This is an optimization exercise on Yosys and OpenROAD, whose aim is small area, a short achievable clock period and few clock cycles per item, not a production implementation. Where RTL was checked, it was by simulation tests only, not by an equivalence proof against the original. The series may have gaps, and a smaller design here may also do less where the tests do not look. No functional check of the RTL was part of runs 2 to 4. Power and IR drop assume default switching activity.

**config.mk**
```make
export PLATFORM = sky130hd
export DESIGN_NAME = magma_enc
export DESIGN_NICKNAME = magma_enc
export VERILOG_FILES = /design/flow/design.v
export SDC_FILE = /design/flow/constraint.sdc
export NUM_CORES = 4
export LEC_CHECK = 0
export CAP_MARGIN = 20
export CORE_MARGIN = 2
export CORE_UTILIZATION = 40
export PLACE_DENSITY = 0.6
export SLEW_MARGIN = 20
```
**constraint.sdc**
```tcl
create_clock -name core_clock -period 6.0 [get_ports {clk}]
set_input_delay 1.2000 -clock core_clock [delete_from_list [all_inputs] [get_ports {clk}]]
set_output_delay 1.2000 -clock core_clock [all_outputs]
set_load 0.01 [all_outputs]
```
**design.v**
```verilog
module magma_enc(
    input  clk,
    input  rst,
    input  start,
    input  [255:0] key,
    input  [63:0] block_in,
    output ready,
    output reg valid,
    output [31:0] data,
    output [31:0] data_out
);
reg [3:0]  space[0:127];
initial begin
    $readmemh("table.hex", space);
end
reg [31:0] k0, k1, k2, k3, k4, k5, k6, k7;
reg [31:0] a1, a0;
reg [4:0]  cnt;
reg        busy;
wire load = start && !busy;
assign ready = !busy;
wire [2:0] idx = (cnt[4:3] == 2'b11) ? ~cnt[2:0] : cnt[2:0];
reg  [31:0] rk;
always @(*) begin
    case (idx)
        3'd0: rk = k0;
        3'd1: rk = k1;
        3'd2: rk = k2;
        3'd3: rk = k3;
        3'd4: rk = k4;
        3'd5: rk = k5;
        3'd6: rk = k6;
        default: rk = k7;
    endcase
end
wire [31:0] sum = a0 + rk;
wire [31:0] sb = {space[{3'd0, sum[31:28]}], space[{3'd1, sum[27:24]}],
                  space[{3'd2, sum[23:20]}], space[{3'd3, sum[19:16]}],
                  space[{3'd4, sum[15:12]}], space[{3'd5, sum[11:8]}],
                  space[{3'd6, sum[7:4]}],   space[{3'd7, sum[3:0]}]};
wire [31:0] g = {sb[20:0], sb[31:21]};
assign data_out = a0;
assign data     = a1;
always @(posedge clk) begin
    if (load) begin
        k0 <= key[255:224];
        k1 <= key[223:192];
        k2 <= key[191:160];
        k3 <= key[159:128];
        k4 <= key[127:96];
        k5 <= key[95:64];
        k6 <= key[63:32];
        k7 <= key[31:0];
    end
end
always @(posedge clk) begin
    if (load) begin
        a1 <= block_in[63:32];
        a0 <= block_in[31:0];
        cnt <= 5'd0;
    end else begin
        a1 <= a0;
        a0 <= a1 ^ g;
        cnt <= cnt + 5'd1;
    end
end
always @(posedge clk) begin
    if (rst) begin
        busy  <= 1'b0;
        valid <= 1'b0;
    end else begin
        valid <= busy && (cnt == 5'd31);
        if (load)
            busy <= 1'b1;
        else if (cnt == 5'd31)
            busy <= 1'b0;
    end
end
endmodule
```
**table.hex**
```
1 7 E D 0 5 8 3 4 F A 6 9 C B 2
8 E 2 5 6 9 1 C F 4 B 0 D A 3 7
5 D F 6 9 2 C A B 7 8 1 4 3 E 0
7 F 5 A 8 1 6 D 0 9 3 E B 4 2 C
C 8 2 1 D 4 F 6 7 0 A 5 3 E 9 B
B 3 5 8 2 F A D E 1 7 4 C 9 6 0
6 8 2 3 9 A 5 C 1 E 4 7 B D 0 F
C 4 6 2 A 5 B 9 E 8 D 7 0 3 F 1
```
**run.sh**
```bash
#!/bin/bash
# synth_recipe.tcl (not shown) runs the flow's synth.tcl, then flattens the netlist and writes it again
# the make line also repeats each setting of config.mk as NAME=value (left out here)
make -C /OpenROAD-flow-scripts/flow DESIGN_CONFIG=/design/flow/config.mk WORK_HOME=/design/flow/orfs CLKGATE_MAP_FILE= SYNTH_SCRIPT=/design/flow/synth_recipe.tcl finish
```
### Wire density map, run 1

40 x 40 tiles, from white (low) to dark blue (high), scaled to the fullest tile. Values are wire area over tile area, all layers added.
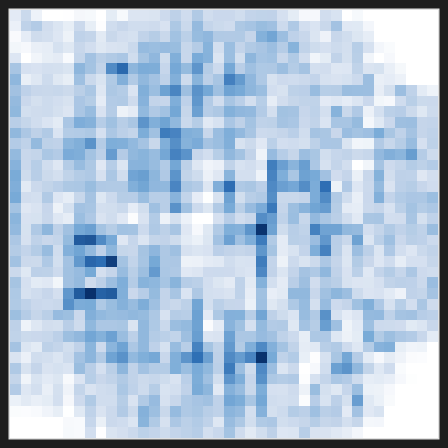
The fullest tile reaches 0.69. 6.0% of the tiles are nearly empty. The mean over all tiles is 0.19.
average wire per standard cell: 22.26 um
final wirelength: 47,050 um
overall global routing resource usage: 23.85%
routed via count: 11.33k

### Signal wires on met3, run 1

Bar = 50 um.
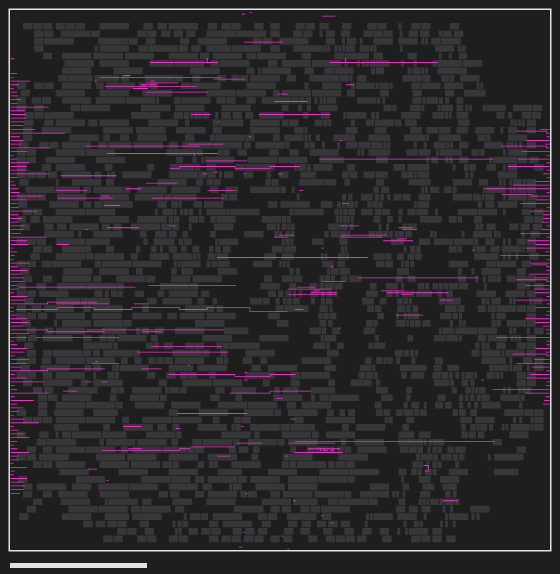
The layer carries 2,630 um of wire. The longest straight run is 72.9 um. The layer holds 5.6% of the routed length. 266 nets have wire on it. The wires run mostly horizontal.
global-route track usage on met3: 3.883%

==> parameters.txt, run 1 <==
Parameter                              Value

Synthesis
  Predominant post-synthesis flop cell ... sky130_fd_sc_hd__edfxtp_1
  Share of synthesized cell area in and, or, nand and nor gates ... 9.444%
  Cell type with the highest aggregate area in the netlist ... sky130_fd_sc_hd__edfxtp_1
  Gate count of the mapped netlist ... 1,218
  Total nets after synthesis ... 1,613
  Multiplexer share of the synthesized area ... 2.817%
  Post-synthesis async set-or-reset flop share ... 0%
  Sequential element share of the synthesized area ... 60.68%
  Synth Area in XOR/XNOR ... 3.309%
  Fraction of the mapped netlist area in compound gates ... 15.49%
  Area of the mapped netlist ... 15,010 sq um
  Post-Synthesis Mean Instance Area ... 12.32 sq um
  Post-synthesis register bit count ... 327
  Unique cell type count in the Yosys netlist ... 70
  Most common cell in the netlist ... sky130_fd_sc_hd__edfxtp_1
  Synthesis Warnings ... 1
  Adder and majority gate portion of the synthesized area ... 6.052%
  Top cells by instance count after synthesis ... sky130_fd_sc_hd__edfxtp_1 (256), sky130_fd_sc_hd__nand2_1 (141), sky130_fd_sc_hd__a22oi_1 (77), sky130_fd_sc_hd__nor2_1 (77)
  Count of flip-flops with a built-in enable after synthesis ... 256
  Largest family of logic cells by synthesized area ... compound AO/OA/AOI/OAI gates
  Area fraction of the dominant cell type after synthesis ... 51.21%
  Main area contributors after synthesis ... sky130_fd_sc_hd__edfxtp_1 (51%), sky130_fd_sc_hd__dfxtp_1 (9.5%), sky130_fd_sc_hd__ha_1 (5.9%), sky130_fd_sc_hd__a22oi_1 (3.9%), sky130_fd_sc_hd__nand2_1 (3.5%)

Final layout
  Area grow syn2layout ... 38.47%
  Share of layout cells above drive strength 1 ... 7.360%
  Count of fill cells added during filler insertion ... 3,087
  Post-Layout Cell Count ... 2,114
  Most common cell after layout, fill and taps aside ... sky130_fd_sc_hd__clkdlybuf4s50_1
  Number of nets in the layout ... 2,013
  Post-route cell area ... 20,780 sq um
  Commonest cells after routing, fill and taps aside ... sky130_fd_sc_hd__clkdlybuf4s50_1 (388), sky130_fd_sc_hd__edfxtp_1 (256), sky130_fd_sc_hd__nand2_1 (139)

GRT
  Met1 Track Usage GR ... 31.12%
  Number of global-route vias before repair ... 11.35k
  Met2 Use GR ... 40.86%
  Residual overflow from global routing ... 0
  Initial antenna violation count ... 5
  Most crowded layer after global routing ... met2
  Pin count of the biggest net entering global routing ... 140
  First-pass GRT wire length ... 68,870 um

Clock tree
  TritonCTS clock tree ... done
  Setup bufs post-CTS ... 0
  Latest clock arrival within the worst-skew pair ... 0.52 ns
  Count of hold buffers inserted by post-cts repair ... 0
  Total number of H-tree levels ... 2
  Number of resized instances in the post-cts repair step ... 0
  Clk sinks ... 327
  Post-CTS clock slew at the launch and capture registers of the worst setup and hold paths ... 0.06 ns
  Number of buffers inserted during clock tree synthesis ... 36
  Buffers from clock root to sink, at most ... 3

STA
  Max Fclk ... 0.1766 GHz
  Number of max-slew violations in the final report ... 0
  Worst slew margin ... 37.52%
  Fraction of the cycle the final worst path needs ... 94.36%
  Unrepaired setup endpoints after global routing ... false
  Worst slack on hold paths ... 0.4846 ns
  Total Neg Setup Slack ... 0 ns
  Post-route setup slack ... 0.3386 ns
  Final-report setup violation count ... 0
  Max Clock Skew ... 0.01762 ns
  Slew at the pin closest to its max-slew limit ... 0.9371 ns

Setup path
  Worst Path Class, Setup ... reg2reg
  Startpoint type of the worst setup path ... flop
  Cell type group with the largest total delay on the critical path ... compound AO/OA/AOI/OAI gates
  Reg2reg end ... a0[7]
  Critical Path, Cell by Cell ... nand2b_1, o22ai_4, a22o_1, a221oi_1, a31oi_1, ha_1, fa_1, a21oi_2, nor2_1, o31a_1, o41a_1, a211oi_2, nor3_1, a31oi_1, xnor2_1, inv_1, ha_1, nor2_1, nor3_1, a21oi_1, mux2_1, nand4_1
  R2R depth ... 22
  Reg-to-Reg Start ... cnt[1]
  Required @ worst endpoint ... 6.46 ns
  CP endpoint ... a0[7]
  Crit path max fanout ... 11
  Crit end category ... flop
  Startpoint of the most critical setup path ... cnt[1]
  Number of buffers and inverters on the critical path ... 1
  Cell with the biggest individual delay on the critical path ... sky130_fd_sc_hd__dfxtp_1
  Delay of the slowest cell on the worst path ... 0.54 ns
  Worst Path Arrival ... 6.12 ns
  Worst R2R Setup Slack ... 0.34 ns

Drt
  Length of the first detailed-routing pass in iterations ... 8
  DRC violations left ... 0
  Met2 wire length ... 23,380 um
  Highest routing layer actually used ... met5
  M1 wire length ... 19,770 um
  Antenna violation net count after detailed routing ... 0
  Detail Route met3 WL ... 2631 um
  Mean number of vias per cell ... 5.361

Floorplan
  # IOs ... 389
  Initial cell density of the core ... 40.81%
  Width of the chip ... 197.7 um
  Core Area ... 36,790 sq um
  Vertical die dimension ... 197.7 um
  Die area ... 39,090 sq um

Placement
  Count of buffers inserted at the top-level ports ... 388
  Worst slack at placement ... 0.2809 ns
  Final HPWL from detailed placement ... 36,690 um
  Area post-placement ... 19,630 sq um
  Number of cells after detailed placement ... 2,048
  Weighted congestion at the end of routability-driven global placement ... 0.9055

Hold path
  Worst min path class ... reg2reg

Pwr
  Pwr Density ... 660.7 nW/um^2
  Leakage ... 7.825 nW
  Tot Pwr ... 13.73 mW

Outcome
  Run status ... complete, no violations

Run
  Max-cap check violation count ... 0
Testbench counts for the RTL of run 1, summed over its fixed seeds: cycles 25,344, items 768.
### Placed cells, one colour a class, run 1

Bar = 50 um.
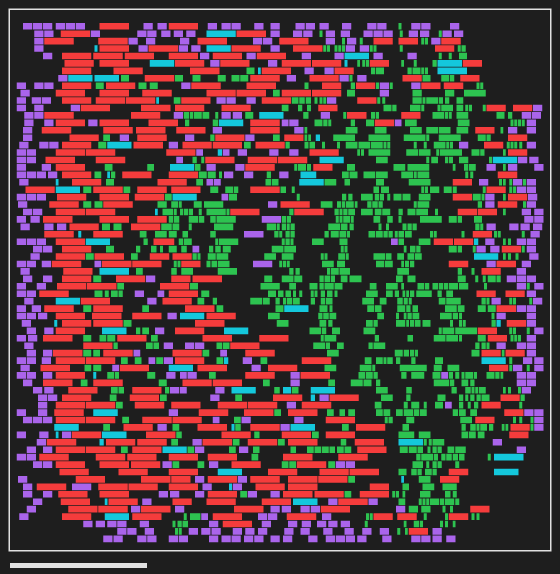
Cyan stands for clock drivers and dummy loads, cells 64. Green stands for remaining logic cells, cells 839. Red stands for registers, cells 327. Purple stands for remaining buffers and delay cells, cells 414.
Placement Rows: 70
fraction of standard cell area that is sequential: 43.83%
share of the core filled with cells: 56.50%

[run 1: tightest hold or removal path: stages (launching register included)]
cell and delay [ns]:
sky130_fd_sc_hd__dfxtp_1 0.34, sky130_fd_sc_hd__nand2_1 0.07, sky130_fd_sc_hd__nand2_1 0.05
[run 1: sequential cells by signal, indices dropped and copies added, names as in the netlist]
signal / flops
k0: 32
busy: 1
valid: 1
k3: 32
a1: 32
k6: 32
k4: 32
k2: 32
cnt: 5
k7: 32
k1: 32
k5: 32
a0: 32
[run 1: worst min-delay path by stage]
stage                start      to  slack, ns  cells after the start
floorplan             busy   valid       0.44                      2
global placement      busy   valid       0.45                      2
detailed placement    busy   valid       0.48                      2
CTS                   busy   valid       0.49                      2
global route        a0[18]  a1[18]       0.52                      2
finish              a0[18]  a1[18]       0.48                      2
[run 1: power breakdown]
part	internal (mW)	switching, mW
combinational	3.87	4.57
clock	1.28	0.868
sequential	2.82	0.325
total	7.97	5.77
[run 1: cell type report]
cell class	count	area, sq um	area share, %
sequential	327	9110	43.83
multi-input combinational	803	5675	27.31
timing repair buffer	414	4129	19.87
clock buffer	46	938.4	4.515
tap	468	585.6	2.817
clock inverter	18	198.9	0.9571
inverter	36	142.6	0.6863
antenna	2	5.005	0.02408
## Run 2: what changed since run 1
==> design.v (replaced) <==
module magma_enc(
    input  clk,
    input  rst,
    input  start,
    input  [255:0] key,
    input  [63:0] block_in,
    output ready,
    output reg valid,
    output [31:0] data,
    output [31:0] data_out
);
reg [3:0]  space[0:127];
initial begin
    $readmemh("table.hex", space);
end
reg [31:0] kr0, kr1, kr2, kr3, kr4, kr5, kr6, kr7;
reg [31:0] rk;
reg [31:0] a1, a0;
reg [4:0]  cnt;
reg        busy;
assign ready = !busy;
assign data_out = a0;
assign data     = a1;
wire [7:0]  gen, prop;
wire [31:0] t0, t1;
genvar n;
generate
    for (n = 0; n < 8; n = n + 1) begin : nib
        wire [4:0] s  = {1'b0, a0[4*n+3:4*n]} + {1'b0, rk[4*n+3:4*n]};
        wire [3:0] s1 = s[3:0] + 4'd1;
        assign gen[n]  = s[4];
        assign prop[n] = &s[3:0];
        assign t0[4*n+3:4*n] = space[{3'd7 - n[2:0], s[3:0]}];
        assign t1[4*n+3:4*n] = space[{3'd7 - n[2:0], s1}];
    end
endgenerate
wire [7:0] cin;
assign cin[0] = 1'b0;
generate
    for (n = 1; n < 8; n = n + 1) begin : cy
        assign cin[n] = gen[n-1] | (prop[n-1] & cin[n-1]);
    end
endgenerate
wire [31:0] sb;
generate
    for (n = 0; n < 8; n = n + 1) begin : sel
        assign sb[4*n+3:4*n] = cin[n] ? t1[4*n+3:4*n] : t0[4*n+3:4*n];
    end
endgenerate
wire [31:0] g = {sb[20:0], sb[31:21]};
reg [31:0] rk_next;
always @(*) begin
    if (cnt < 5'd23)
        rk_next = kr1;
    else
        case (cnt[1:0])
            2'd3: rk_next = kr0;    
            2'd0: rk_next = kr6;    
            2'd1: rk_next = kr4;    
            default: rk_next = kr2;  
        endcase
end
always @(posedge clk) begin
    if (!busy) begin
        kr0 <= key[255:224];
        kr1 <= key[223:192];
        kr2 <= key[191:160];
        kr3 <= key[159:128];
        kr4 <= key[127:96];
        kr5 <= key[95:64];
        kr6 <= key[63:32];
        kr7 <= key[31:0];
        rk  <= key[255:224];
        a1  <= block_in[63:32];
        a0  <= block_in[31:0];
        cnt <= 5'd0;
    end else begin
        kr0 <= kr1;
        kr1 <= kr2;
        kr2 <= kr3;
        kr3 <= kr4;
        kr4 <= kr5;
        kr5 <= kr6;
        kr6 <= kr7;
        kr7 <= kr0;
        rk  <= rk_next;
        a1  <= a0;
        a0  <= a1 ^ g;
        cnt <= cnt + 5'd1;
    end
end
always @(posedge clk) begin
    if (rst) begin
        busy  <= 1'b0;
        valid <= 1'b0;
    end else begin
        valid <= busy && (cnt == 5'd31);
        if (!busy)
            busy <= start;
        else if (cnt == 5'd31)
            busy <= 1'b0;
    end
end
endmodule
==> parameters.txt, run 2 <==
Parameter                              Value

GRT
  Residual overflow from global routing ... 0
  Pin count of the biggest net entering global routing ... 189
  First-pass GRT wire length ... 78,010 um
  Number of global-route vias before repair ... 13.41k
  Initial antenna violation count ... 17

Synthesis
  Unique cell type count in the Yosys netlist ... 88
  Total nets after synthesis ... 2,031
  Top cells by instance count after synthesis ... sky130_fd_sc_hd__dfxtp_1 (359), sky130_fd_sc_hd__mux2_2 (307), sky130_fd_sc_hd__a21oi_1 (152)
  Synthesis Warnings ... 1
  Sequential element share of the synthesized area ... 41.74%
  Cell type with the highest aggregate area in the netlist ... sky130_fd_sc_hd__dfxtp_1
  Area of the mapped netlist ... 17,220 sq um
  Post-synthesis async set-or-reset flop share ... 0%
  Post-synthesis register bit count ... 359
  Main area contributors after synthesis ... sky130_fd_sc_hd__dfxtp_1 (42%), sky130_fd_sc_hd__mux2_2 (20%), sky130_fd_sc_hd__ha_1 (6.3%), sky130_fd_sc_hd__a21oi_1 (4.4%), sky130_fd_sc_hd__nor2_1 (3.1%)
  Count of flip-flops with a built-in enable after synthesis ... 0
  Area fraction of the dominant cell type after synthesis ... 41.74%
  Gate count of the mapped netlist ... 1,613

Final layout
  Largest class ... multi-input combinational cells
  Most common cell after layout, fill and taps aside ... sky130_fd_sc_hd__clkdlybuf4s50_1
  Count of multi-input combinational gates ... 1,119
  Count of fill cells added during filler insertion ... 3,858
  Number of flip-flops and latches ... 359
  Count of antenna diodes in the layout ... 3
  Share of layout cells above drive strength 1 ... 21.17%
  Number of nets in the layout ... 2,386
  Fraction of standard cell area that is sequential ... 31.52%
  Commonest cells after routing, fill and taps aside ... sky130_fd_sc_hd__clkdlybuf4s50_1 (388), sky130_fd_sc_hd__dfxtp_1 (358), sky130_fd_sc_hd__mux2_2 (307)
  Storage element area ... 7191 sq um
  Multi-input combinational area share ... 41.55%
  Area grow syn2layout ... 32.48%
  Post-Layout Cell Count ... 2,547
  Data buffer area share ... 17.44%
  Clk tree area frac ... 5.666%

Pwr
  Power of the sequential group ... 3.08 mW
  Power group with the highest consumption ... combinational logic
  Pwr Density ... 547.4 nW/um^2
  NetSw ... 5.119 mW
  Switching share of total power ... 41.00%
  Total combinational power ... 6.97 mW
  Leakage ... 9.074 nW
  Fraction of power consumed by the clock network ... 19.5%
  Part of the total power dissipated in sequential elements ... 24.7%
  Internal Pwr Total ... 7.367 mW
  Combinational fraction of design power ... 55.8%
  Clk pwr ... 2.43 mW

Clock tree
  Total number of H-tree levels ... 2
  Count of hold buffers inserted by post-cts repair ... 0
  Setup bufs post-CTS ... 0
  TritonCTS clock tree ... done
  Latest clock arrival within the worst-skew pair ... 0.56 ns
  Clk sinks ... 359
  Number of buffers inserted during clock tree synthesis ... 41

Setup path
  Worst Path Arrival ... 4.50 ns
  Worst Path Class, Setup ... reg2reg
  Reg-to-Reg Start ... a0[12]
  Number of buffers and inverters on the critical path ... 1
  Reg2reg end ... a0[10]
  Crit end category ... flop
  Crit path max fanout ... 12
  Cell with the biggest individual delay on the critical path ... sky130_fd_sc_hd__fa_1
  Worst R2R Setup Slack ... 2.00 ns
  Delay of the slowest cell on the worst path ... 0.65 ns

Drt
  Mean number of vias per cell ... 5.219
  Length of the first detailed-routing pass in iterations ... 5
  DRC violations left ... 0
  Antenna violation net count after detailed routing ... 0

STA
  Unrepaired setup endpoints after global routing ... false
  Worst slew margin ... 29.82%
  Max Fclk ... 0.2500 GHz
  Fraction of the cycle the final worst path needs ... 66.68%
  Final-report setup violation count ... 0
  Number of max-slew violations in the final report ... 0
  Slew at the pin closest to its max-slew limit ... 1.048 ns
  Max Clock Skew ... 0.01076 ns

Hold path
  Hold Path Cell Cnt ... 1
  Hold Path Origin ... kr3[1]
  Worst hold path endpoint ... kr2[1]
  Worst min path class ... reg2reg

Placement
  Final HPWL from detailed placement ... 39,570 um
  Number of cells after detailed placement ... 2,471
  Weighted congestion at the end of routability-driven global placement ... 0.8493

Outcome
  Run status ... complete, no violations

Floorplan
  Vertical die dimension ... 211.5 um
  Width of the chip ... 211.5 um
  Initial cell density of the core ... 40.24%
  Die area ... 44,720 sq um
[run 2: worst max path at each step]
stage                     slack, ns     end  cells after the start    from
after floorplan                2.73  a0[10]                     12  a0[12]
after global placement         2.10   a0[6]                     11  a0[12]
after detailed placement       2.05   a0[6]                     11  a0[12]
after CTS                      2.03   a0[6]                     11  a0[12]
after global routing           1.77  a0[10]                     11  a0[12]
final                          2.00  a0[10]                     11  a0[12]
[run 2: metrics by stage]
step	setup WS [ns]	instance area [sq um]
final	1.999	22810
after global routing	1.769	22810
after CTS	2.027	22800
after detailed placement	2.054	21500
after global placement	2.102	21500
after floorplan	2.729	17220
[run 2: cells by family (layout without fill, tap and decap cells)]
group	after synthesis	count (layout)	synth area share, %
xor gates and xnor gates	66	66	3.968
buffers and inverters	135	520	3.350
and+or+nand+nor	282	282	7.296
AOI/OAI and AO/OA	325	325	12.69
DFF	359	359	41.74
adders and majority gates	96	96	7.310
other	0	3	0
muxes	350	350	23.65
[run 2: routing by layer]
metal | GRT usage, % | vias up | routed length, um
met5 | 0 | - | 145
met2 | 37.32 | 400 | 23960
li1 | - | 6570 | -
met3 | 6.290 | 98 | 3816
met4 | 9.082 | 20 | 1718
met1 | 29.09 | 6205 | 22820
### Port wiring, run 2

Bar = 50 um.
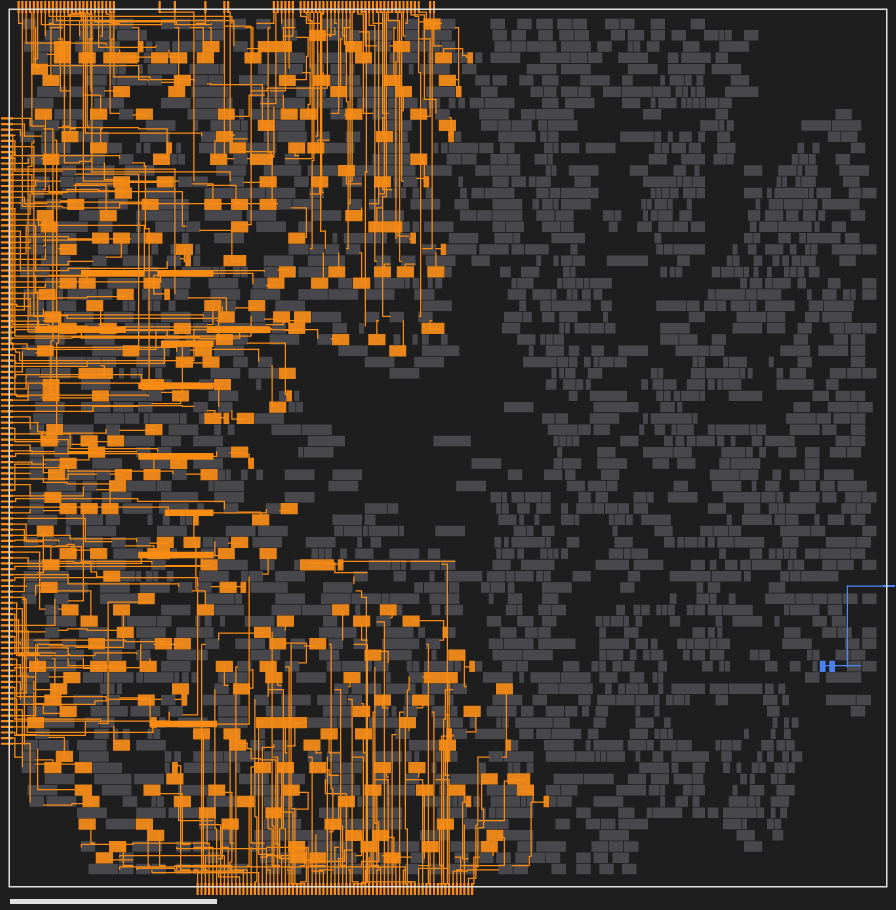
Orange stands for key, bits 256, direction input, edge 112 west, 73 south, 71 north, end cells 288, buffers 256, wire 10,500 um. Blue stands for rst, bits 1, direction input, edge east, end cells 2, buffers 1, wire 37.9 um.
count of buffers inserted at the top-level ports: 388
# IOs: 389

### Wire density map, run 2

21 x 21 tiles, from white (low) to dark blue (high), scaled to the fullest tile. Values are wire area over tile area, all layers added.
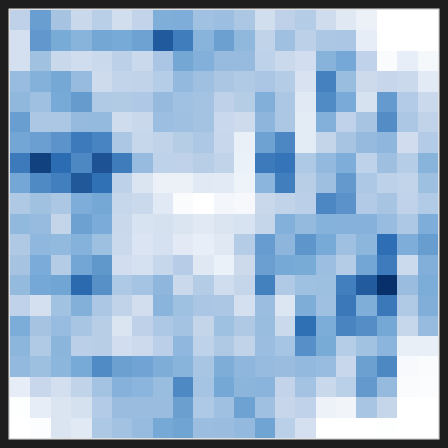
19% of the tiles are over half the peak. The mean over all tiles is 0.20. 4.3% of the tiles are nearly empty. The fullest tile reaches 0.55.
overall global routing resource usage: 23.03%
average wire per standard cell: 20.60 um
final wirelength: 52,460 um
routed via count: 13.29k

### Placed cells, one colour a class, run 2

Bar = 50 um.
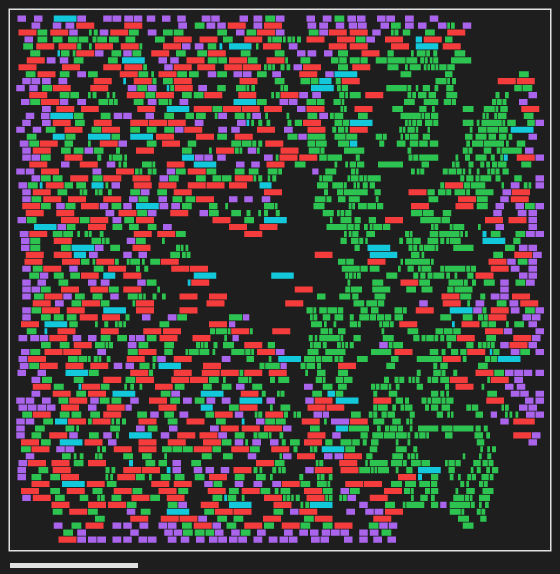
Green stands for remaining logic cells, cells 1,167. Purple stands for remaining buffers and delay cells, cells 399. Red stands for registers, cells 359. Cyan stands for clock drivers and dummy loads, cells 73.
Core Area: 42,790 sq um
post-route cell area: 22,810 sq um
Placement Rows: 76
share of the core filled with cells: 53.31%

### Signal wires on met3, run 2

Bar = 50 um.
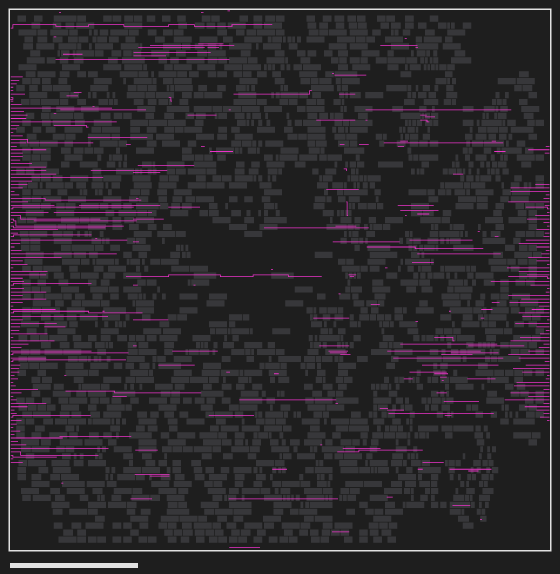
global-route track usage on met3: 6.290%

## Run 3: what changed since run 2
--- a/config.mk
+++ b/config.mk
@@ -5,6 +5,7 @@
 export SDC_FILE = /design/flow/constraint.sdc
 export NUM_CORES = 4
 export LEC_CHECK = 0
+export ABC_CLOCK_PERIOD_IN_PS = 1500
 export CAP_MARGIN = 20
 export CORE_MARGIN = 2
 export CORE_UTILIZATION = 40
### Routing congestion, run 3

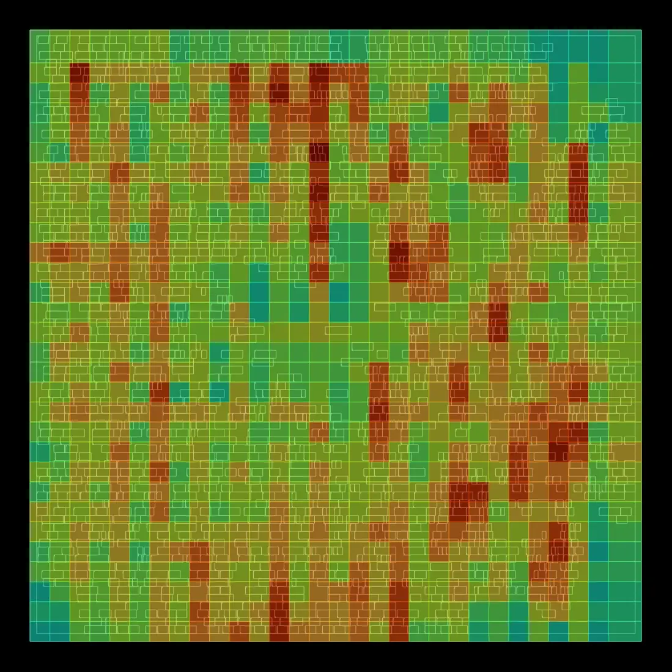
met2 Use GR: 37.32%
met1 Track Usage GR: 29.09%
most crowded layer after global routing: met2

==> parameters.txt, run 3 <==
Parameter                              Value

Pwr
  Tot Pwr ... 12.49 mW
  Leakage ... 9.074 nW
  Pwr Density ... 547.4 nW/um^2

Final layout
  Number of flip-flops and latches ... 359
  Fraction of standard cell area that is sequential ... 31.52%
  Count of fill cells added during filler insertion ... 3,858
  Share of the core filled with cells ... 53.31%
  Post-Layout Cell Count ... 2,547
  Area taken by multi-input logic gates ... 9478 sq um
  Layout clock buffers ... 64
  Number of nets in the layout ... 2,386
  Count of antenna diodes in the layout ... 3
  Number of signal-net buffers in the layout ... 399
  Storage element area ... 7191 sq um
  Clk tree area frac ... 5.666%
  Data buffer area share ... 17.44%
  Post-route cell area ... 22,810 sq um
  Count of multi-input combinational gates ... 1,119
  Share of layout cells above drive strength 1 ... 21.17%
  Largest class ... multi-input combinational cells
  Count of non-CTS inverters in the layout ... 48
  Area grow syn2layout ... 32.48%

Synthesis
  Post-synthesis register bit count ... 359
  Adder and majority gate portion of the synthesized area ... 7.311%
  Predominant post-synthesis flop cell ... sky130_fd_sc_hd__dfxtp_1
  Most common cell in the netlist ... sky130_fd_sc_hd__dfxtp_1
  Fraction of the mapped netlist area in compound gates ... 12.69%
  Cell type with the highest aggregate area in the netlist ... sky130_fd_sc_hd__dfxtp_1
  Synthesis Warnings ... 1
  Unique cell type count in the Yosys netlist ... 88
  Post-Synthesis Mean Instance Area ... 10.67 sq um
  Area fraction of the dominant cell type after synthesis ... 41.74%
  Top cells by instance count after synthesis ... sky130_fd_sc_hd__dfxtp_1 (359), sky130_fd_sc_hd__mux2_2 (307), sky130_fd_sc_hd__a21oi_1 (152)
  Area of the mapped netlist ... 17,220 sq um
  Synth Area in XOR/XNOR ... 3.968%
  Post-synthesis async set-or-reset flop share ... 0%
  Gate count of the mapped netlist ... 1,613
  Main area contributors after synthesis ... sky130_fd_sc_hd__dfxtp_1 (42%), sky130_fd_sc_hd__mux2_2 (20%), sky130_fd_sc_hd__ha_1 (6.3%), sky130_fd_sc_hd__a21oi_1 (4.4%), sky130_fd_sc_hd__nor2_1 (3.1%)
  Count of flip-flops with a built-in enable after synthesis ... 0
  Total nets after synthesis ... 2,031
  Multiplexer share of the synthesized area ... 23.65%
  Sequential element share of the synthesized area ... 41.74%
  Share of synthesized cell area in and, or, nand and nor gates ... 7.296%

Outcome
  Run status ... complete, no violations

STA
  Fraction of the cycle the final worst path needs ... 66.68%
  Worst slew margin ... 29.82%
  Post-route setup slack ... 1.999 ns
  Number of max-slew violations in the final report ... 0
  Max Fclk ... 0.2500 GHz
  Slew at the pin closest to its max-slew limit ... 1.048 ns
  Max Clock Skew ... 0.01076 ns
  Unrepaired setup endpoints after global routing ... false
  Total Neg Setup Slack ... 0 ns
  Final-report setup violation count ... 0
  Worst slack on hold paths ... 0.4489 ns

Clock tree
  Number of buffers inserted during clock tree synthesis ... 41
  Post-CTS clock slew at the launch and capture registers of the worst setup and hold paths ... 0.06 ns
  Total number of H-tree levels ... 2
  TritonCTS clock tree ... done
  Number of resized instances in the post-cts repair step ... 0
  Setup bufs post-CTS ... 0
  Count of hold buffers inserted by post-cts repair ... 0
  Buffers from clock root to sink, at most ... 3
  Latest clock arrival within the worst-skew pair ... 0.56 ns
  Clk sinks ... 359

Setup path
  Critical Path, Cell by Cell ... ha_1, fa_1, ha_1, inv_1, or3_1, mux2_4, o2bb2ai_4, o31ai_4, a21boi_0, o311ai_0, a22o_1
  Startpoint of the most critical setup path ... a0[12]
  Cell with the biggest individual delay on the critical path ... sky130_fd_sc_hd__fa_1
  R2R depth ... 11
  Reg2reg end ... a0[10]
  Number of buffers and inverters on the critical path ... 1
  Cell type group with the largest total delay on the critical path ... compound AO/OA/AOI/OAI gates
  Crit path max fanout ... 12
  Worst R2R Setup Slack ... 2.00 ns
  CP endpoint ... a0[10]
  Required @ worst endpoint ... 6.50 ns
  Worst Path Class, Setup ... reg2reg
  Crit end category ... flop
  Delay of the slowest cell on the worst path ... 0.65 ns
  Reg-to-Reg Start ... a0[12]
  Startpoint type of the worst setup path ... flop
  Total number of cells along the worst setup path ... 11

Placement
  Weighted congestion at the end of routability-driven global placement ... 0.8493
  Number of cells after detailed placement ... 2,471
  Final HPWL from detailed placement ... 39,570 um
  Count of buffers inserted at the top-level ports ... 388
  Worst slack at placement ... 2.054 ns

Floorplan
  Initial cell density of the core ... 40.24%
  # IOs ... 389
  Die area ... 44,720 sq um
  Core Area ... 42,790 sq um
  Vertical die dimension ... 211.5 um
  Number of well taps ... 546
  Width of the chip ... 211.5 um
  Placement Rows ... 76

Drt
  Routed via count ... 13.29k
  Antenna violation net count after detailed routing ... 0
  Final wirelength ... 52,460 um
  Average wire per standard cell ... 20.60 um
  Length of the first detailed-routing pass in iterations ... 5
  DRC violations left ... 0
  Mean number of vias per cell ... 5.219

GRT
  Pin count of the biggest net entering global routing ... 189
  Initial antenna violation count ... 17
  Overall global routing resource usage ... 23.03%
  First-pass GRT wire length ... 78,010 um

Hold path
  Worst min path class ... reg2reg

Run
  Max-cap check violation count ... 0
==> run 3: cell counts after synthesis <==
No cell type changed its count.
==> run 3: power by group <==
part	internal, mW	switching, mW
clock network	1.43	1.01
registers	2.77	0.315
logic	3.17	3.80
total	7.37	5.12
==> run 3: worst min-delay path by stage <==
stage / slack, ns / depth (start not counted) / start / to
after global placement: 0.44 / 1 / kr5[17] / kr4[17]
after detailed placement: 0.44 / 1 / kr3[15] / kr2[15]
after floorplan: 0.43 / 1 / cnt[0] / cnt[0]
after global routing: 0.46 / 1 / kr3[31] / kr2[31]
after CTS: 0.45 / 1 / kr7[31] / kr6[31]
final: 0.45 / 1 / kr3[1] / kr2[1]
==> run 3: worst register-to-register path: cells and delay by family (launching register included) <==
family,cells,cell delay [ns]
buffers and inverters,1,0.09
AND/OR/NAND/NOR,1,0.34
multiplexers,1,0.29
adder cells (fa/ha/maj),3,1.15
flip-flops,1,0.32
AO/OA/AOI/OAI,5,1.76
==> run 3: per-layer routing <==
layer / track usage, % / routed length, um / up-vias
met1: 29.09 / 22820 / 6205
met5: 0 / 145 / -
met4: 9.082 / 1718 / 20
met2: 37.32 / 23960 / 400
li1: - / - / 6570
met3: 6.290 / 3816 / 98
## Run 4: what changed since run 3
==> design.v (replaced) <==
module magma_enc(
    input  clk,
    input  rst,
    input  start,
    input  [255:0] key,
    input  [63:0] block_in,
    output ready,
    output reg valid,
    output reg [31:0] data,
    output reg [31:0] data_out
);
wire [31:0] replace;
wire [31:0] addmod32;
wire [31:0] shift11;
reg [31:0] key_storage[7:0];
reg [63:0] inf_buf;
reg [3:0]  space[0:127];
reg [31:0] iteration_key[31:0];
reg [5:0]  kindex;
reg        busy;
reg        iteration_keys_flag;
reg        EN_CLK;
reg        RUN;
integer i;
reg [3:0] j;
    initial begin
        $readmemh("table.hex", space);
    end
assign ready = !busy;
assign addmod32 = iteration_key[kindex[4:0]] + inf_buf[31:0];
assign replace[31:24] = {space[{3'd0, addmod32[31:28]}], space[{3'd1, addmod32[27:24]}]};
assign replace[23:16] = {space[{3'd2, addmod32[23:20]}], space[{3'd3, addmod32[19:16]}]};
assign replace[15:8]  = {space[{3'd4, addmod32[15:12]}], space[{3'd5, addmod32[11:8]}]};
assign replace[7:0]   = {space[{3'd6, addmod32[7:4]}],   space[{3'd7, addmod32[3:0]}]};
assign shift11 = {replace[20:0], replace[31:21]};
    always @(posedge clk) begin
        if(start && !busy && !rst) begin
            key_storage[0] <= key[255:224];
            key_storage[1] <= key[223:192];
            key_storage[2] <= key[191:160];
            key_storage[3] <= key[159:128];
            key_storage[4] <= key[127:96];
            key_storage[5] <= key[95:64];
            key_storage[6] <= key[63:32];
            key_storage[7] <= key[31:0];
        end
    end
    always @(posedge clk) begin
        if(iteration_keys_flag) begin
            j = 4'b0000;
            for(i = 0; i <= 31; i = i + 1) begin
                if(i == 24) j = 7;
                if(i <= 23) begin
                    if(j == 8) j = 0;
                    iteration_key[i] <= key_storage[j[2:0]];
                    j = j + 1;
                end else begin
                    iteration_key[i] <= key_storage[j[2:0]];
                    j = j - 1;
                end
            end
        end
    end
    always @(posedge clk) begin
        if(start && !busy && !rst) begin
            inf_buf <= block_in;
        end else if(EN_CLK) begin
            if(kindex == 31) begin
                {inf_buf[63:32]} <= {inf_buf[63:32]^shift11};
            end else begin
                {inf_buf[63:32], inf_buf[31:0]} <= {inf_buf[31:0],inf_buf[63:32]^shift11};
            end
        end
    end
    always @(posedge clk) begin
        if(rst) begin
            busy <= 1'b0;
            iteration_keys_flag <= 1'b0;
            EN_CLK <= 1'b0;
            RUN <= 1'b0;
            kindex <= 6'd0;
            valid <= 1'b0;
        end else begin
            valid <= 1'b0;
            RUN <= 1'b0;
            if(start && !busy) begin
                busy <= 1'b1;
                iteration_keys_flag <= 1'b1;
            end
            if(iteration_keys_flag) begin
                iteration_keys_flag <= 1'b0;
                EN_CLK <= 1'b1;
                kindex <= 6'd0;
            end
            if(EN_CLK) begin
                if(kindex == 31) begin
                    kindex <= 6'd0;
                    EN_CLK <= 1'b0;
                    RUN <= 1'b1;
                end else begin
                    kindex <= kindex + 1'b1;
                end
            end
            if(RUN) begin
                valid <= 1'b1;
                busy <= 1'b0;
            end
        end
    end
    always @(posedge clk) begin
        if(RUN) begin
            data <= inf_buf[31:0];
            data_out <= inf_buf[63:32];
        end
    end
endmodule
--- a/config.mk
+++ b/config.mk
@@ -5,7 +5,6 @@
 export SDC_FILE = /design/flow/constraint.sdc
 export NUM_CORES = 4
 export LEC_CHECK = 0
-export ABC_CLOCK_PERIOD_IN_PS = 1500
 export CAP_MARGIN = 20
 export CORE_MARGIN = 2
 export CORE_UTILIZATION = 40
### Routing congestion, run 4

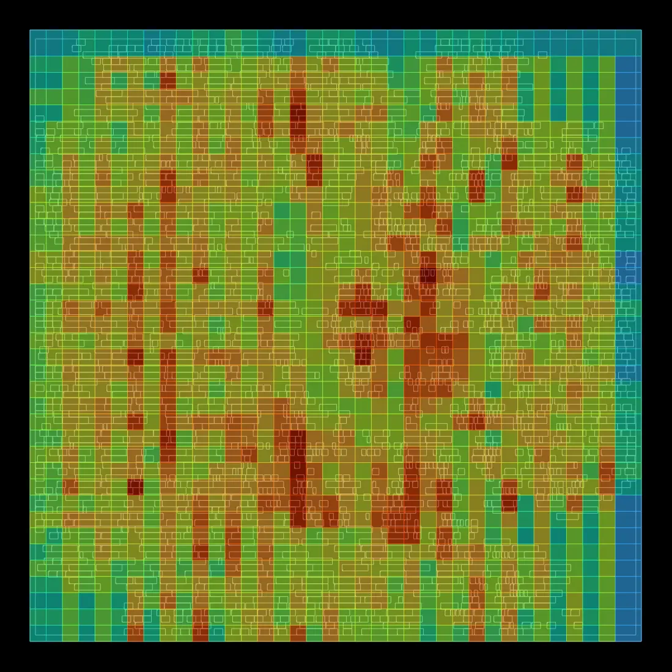
met2 Use GR: 35.13%
met1 Track Usage GR: 31.05%

### Port wiring, run 4

Bar = 100 um.
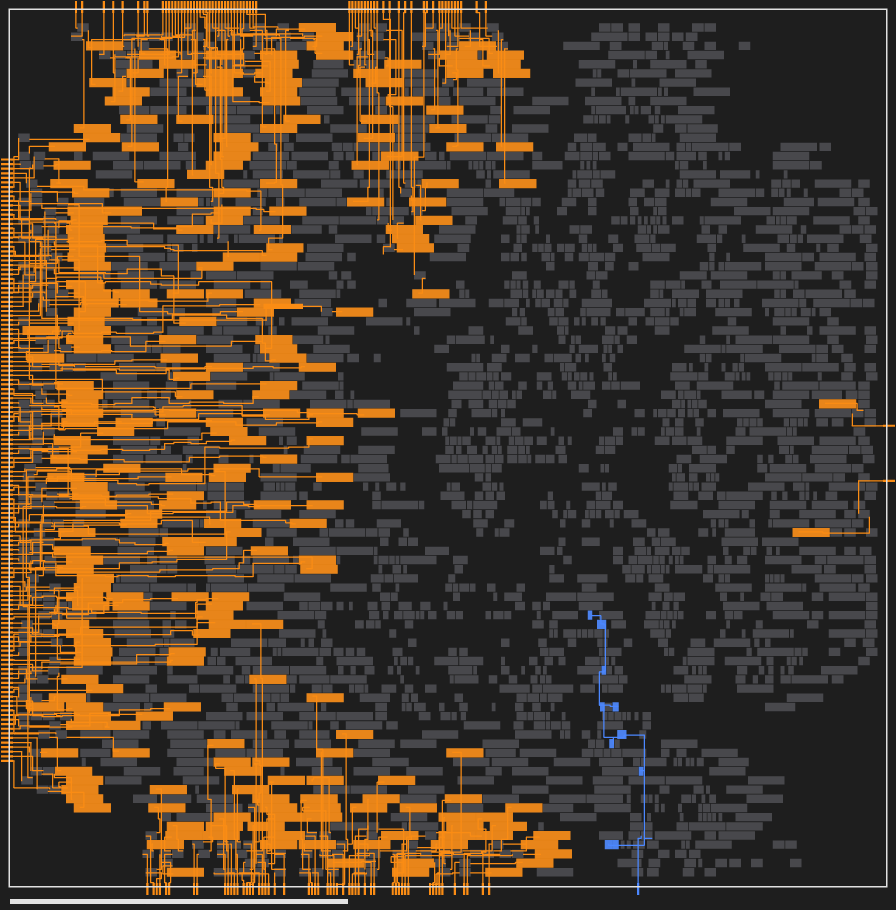
Orange stands for key, bits 256, direction input, edge 132 west, 67 north, 55 south, 2 east, end cells 256, buffers 256, wire 10,900 um. Blue stands for rst, bits 1, direction input, edge south, end cells 10, buffers 1, wire 125 um.

==> parameters.txt, run 4 <==
Parameter                              Value

Outcome
  Run status ... complete, no violations

Synthesis
  Post-synthesis register bit count ... 651
  Most common cell in the netlist ... sky130_fd_sc_hd__edfxtp_1
  Main area contributors after synthesis ... sky130_fd_sc_hd__edfxtp_1 (74%), sky130_fd_sc_hd__ha_1 (3.7%), sky130_fd_sc_hd__nand2_1 (2.1%), sky130_fd_sc_hd__a21oi_1 (1.6%), sky130_fd_sc_hd__a222oi_1 (1.3%)
  Area fraction of the dominant cell type after synthesis ... 73.59%
  Area of the mapped netlist ... 26,110 sq um
  Post-synthesis async set-or-reset flop share ... 0%
  Sequential element share of the synthesized area ... 74.44%
  Count of flip-flops with a built-in enable after synthesis ... 640
  Post-Synthesis Mean Instance Area ... 15.72 sq um
  Total nets after synthesis ... 2,063
  Synthesis Warnings ... 3
  Unique cell type count in the Yosys netlist ... 68

STA
  Number of max-slew violations in the final report ... 0
  Max Fclk ... 0.1754 GHz
  Worst slew margin ... 34.09%
  Slew at the pin closest to its max-slew limit ... 0.9886 ns
  Max Clock Skew ... 0.01813 ns
  Post-route setup slack ... 0.3001 ns
  Worst slack on hold paths ... 0.4117 ns
  Fraction of the cycle the final worst path needs ... 95.00%
  Final-report setup violation count ... 0
  Total Neg Setup Slack ... 0 ns

Pwr
  Combinational fraction of design power ... 38.4%
  Part of the total power dissipated in sequential elements ... 36.4%
  NetSw ... 5.219 mW
  Switching share of total power ... 32.38%
  Internal Pwr Total ... 10.90 mW
  Leakage ... 12.14 nW

Setup path
  Total number of cells along the worst setup path ... 27
  Reg2reg end ... inf_buf[39]
  R2R depth ... 27
  Required @ worst endpoint ... 6.36 ns
  Delay of the slowest cell on the worst path ... 0.48 ns
  Number of buffers and inverters on the critical path ... 5
  Worst R2R Setup Slack ... 0.30 ns
  Cell type group with the largest total delay on the critical path ... compound AO/OA/AOI/OAI gates
  Worst Path Class, Setup ... reg2reg
  Cell with the biggest individual delay on the critical path ... sky130_fd_sc_hd__mux4_2
  Reg-to-Reg Start ... kindex[0]
  CP endpoint ... inf_buf[39]
  Startpoint type of the worst setup path ... flop

Clock tree
  Clk sinks ... 651
  Post-CTS clock slew at the launch and capture registers of the worst setup and hold paths ... 0.06 ns
  Latest clock arrival within the worst-skew pair ... 0.60 ns
  TritonCTS clock tree ... done

Drt
  Met2 wire length ... 34,720 um
  Highest routing layer actually used ... met5
  DRC violations left ... 0
  Antenna violation net count after detailed routing ... 0
  Routed via count ... 16.60k

Floorplan
  Die area ... 67,350 sq um
  Placement Rows ... 93
  Initial cell density of the core ... 40.51%
  Width of the chip ... 259.5 um
  # IOs ... 389
  Core Area ... 64,460 sq um

Hold path
  Hold Path Cell Cnt ... 0
  Worst hold path endpoint ... iteration_key[29][17]
  Hold Path Origin ... key_storage[2][17]
  Worst min path class ... reg2reg

Placement
  Area post-placement ... 32,070 sq um
  Number of cells after detailed placement ... 2,983
  Weighted congestion at the end of routability-driven global placement ... 0.9247

Final layout
  Largest registers ... iteration_key x256, key_storage x256, inf_buf x64
  Area taken by multi-input logic gates ... 6500 sq um
  Commonest cells after routing, fill and taps aside ... sky130_fd_sc_hd__edfxtp_1 (640), sky130_fd_sc_hd__clkdlybuf4s50_1 (388), sky130_fd_sc_hd__nand2_1 (144)
  Storage element area ... 19,450 sq um
  Number of nets in the layout ... 2,603
  Share of layout cells above drive strength 1 ... 14.08%
  Area grow syn2layout ... 32.04%
  Post-Layout Cell Count ... 3,108

GRT
  Overall global routing resource usage ... 21.86%
  Residual overflow from global routing ... 0
  Global-route track usage on met3 ... 3.417%
  First-pass GRT wire length ... 108,000 um
  Number of global-route vias before repair ... 16.60k
  Initial antenna violation count ... 3
  Pin count of the biggest net entering global routing ... 171
### Wire density map, run 4

26 x 26 tiles, from white (low) to dark blue (high), scaled to the fullest tile. Values are wire area over tile area, all layers added.
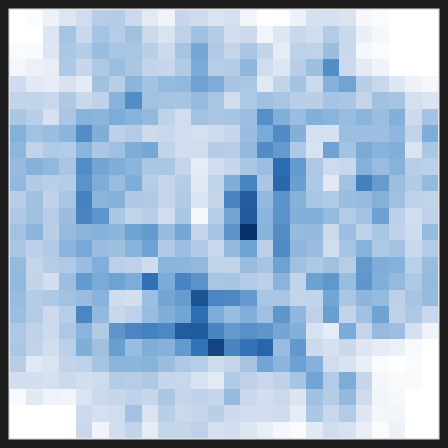
The mean over all tiles is 0.17. 13% of the tiles are over half the peak. The fullest tile reaches 0.54.
final wirelength: 73,630 um
average wire per standard cell: 23.69 um

### Placed cells, one colour a class, run 4

Bar = 100 um.
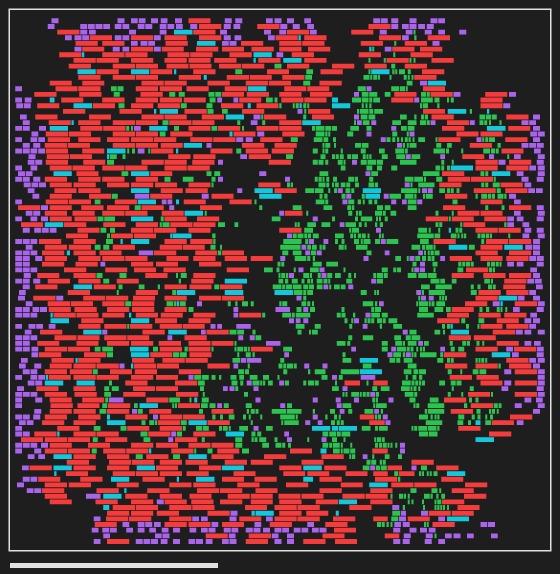
Purple stands for remaining buffers and delay cells, cells 538. Green stands for remaining logic cells, cells 943. Cyan stands for clock drivers and dummy loads, cells 119. Red stands for registers, cells 651.
share of the core filled with cells: 53.49%
post-route cell area: 34,480 sq um

==> run 4: final cells by class <==
type	count	area share (%)
antenna	2	0.01451
inverter	50	0.5661
sequential	651	56.40
clock buffer	85	5.149
timing repair buffer	538	14.86
multi-input combinational	893	18.85
clock inverter	34	1.063
tap	855	3.102
==> run 4: power by group through the flow <==
| stage | clock network (mW) | registers (mW) | logic, mW |
|---|---|---|---|
| after floorplan | 0 | 5.79 | 3.82 |
| after global placement | 0 | 5.96 | 5.87 |
| after detailed placement | 0 | 5.97 | 6.06 |
| after CTS | 4.16 | 5.87 | 6.10 |
| after global routing | 4.34 | 5.89 | 6.86 |
| final | 4.07 | 5.87 | 6.18 |
==> run 4: cell families after synthesis <==
kind of cell	after synthesis	share of synthesized area (%)
buffers and inverters	117	1.734
AND/OR/NAND/NOR	347	6.085
flip-flops	651	74.44
XOR/XNOR	64	2.147
AO/OA/AOI/OAI	366	9.765
multiplexers	37	2.017
adder cells (fa/ha/maj)	79	3.814
==> run 4: timing repair <==
action,CTS,global route
hold buffers,0,0
endpoints found under the setup margin,16,29
gates resized for setup,6,40
pin swaps,3,11
buffers inserted,3,1

-- re-timing with driven ports --
The results above use ideal ports. As a check the final layouts listed here were re-extracted and re-timed, cells and wires unchanged. Step 1 assumes that a clkbuf_16 drives the clock port and a buf_2 every other input. Step 2 adds t to the input delays and takes it off the output delays; t is the mean of the earliest and latest rising clock arrival at the registers after step 1. Input paths then give back, and output paths get back, about the clock's delay inside the block. a / b / c = ideal / step 1 / step 2; a / b = the first two.
run | shift t [ns] | setup slack, ns | hold WS [ns] | clock arrival spread, ns | worst register clock-pin slew, ns
run 1 | 0.571 | 0.339 / 0.339 / 0.339 | 0.485 / 0.485 / 0.485 | 0.018 / 0.018 | 0.06 / 0.06
run 2 | 0.611 | 1.999 / 1.999 / 1.999 | 0.449 / 0.449 / 0.449 | 0.013 / 0.013 | 0.06 / 0.06
run 3 | 0.611 | 1.999 / 1.999 / 1.999 | 0.449 / 0.449 / 0.449 | 0.013 / 0.013 | 0.06 / 0.06
run 4 | 0.653 | 0.300 / 0.300 / 0.300 | 0.412 / 0.412 / 0.412 | 0.018 / 0.019 | 0.06 / 0.06
After both steps every run listed still meets setup and hold.
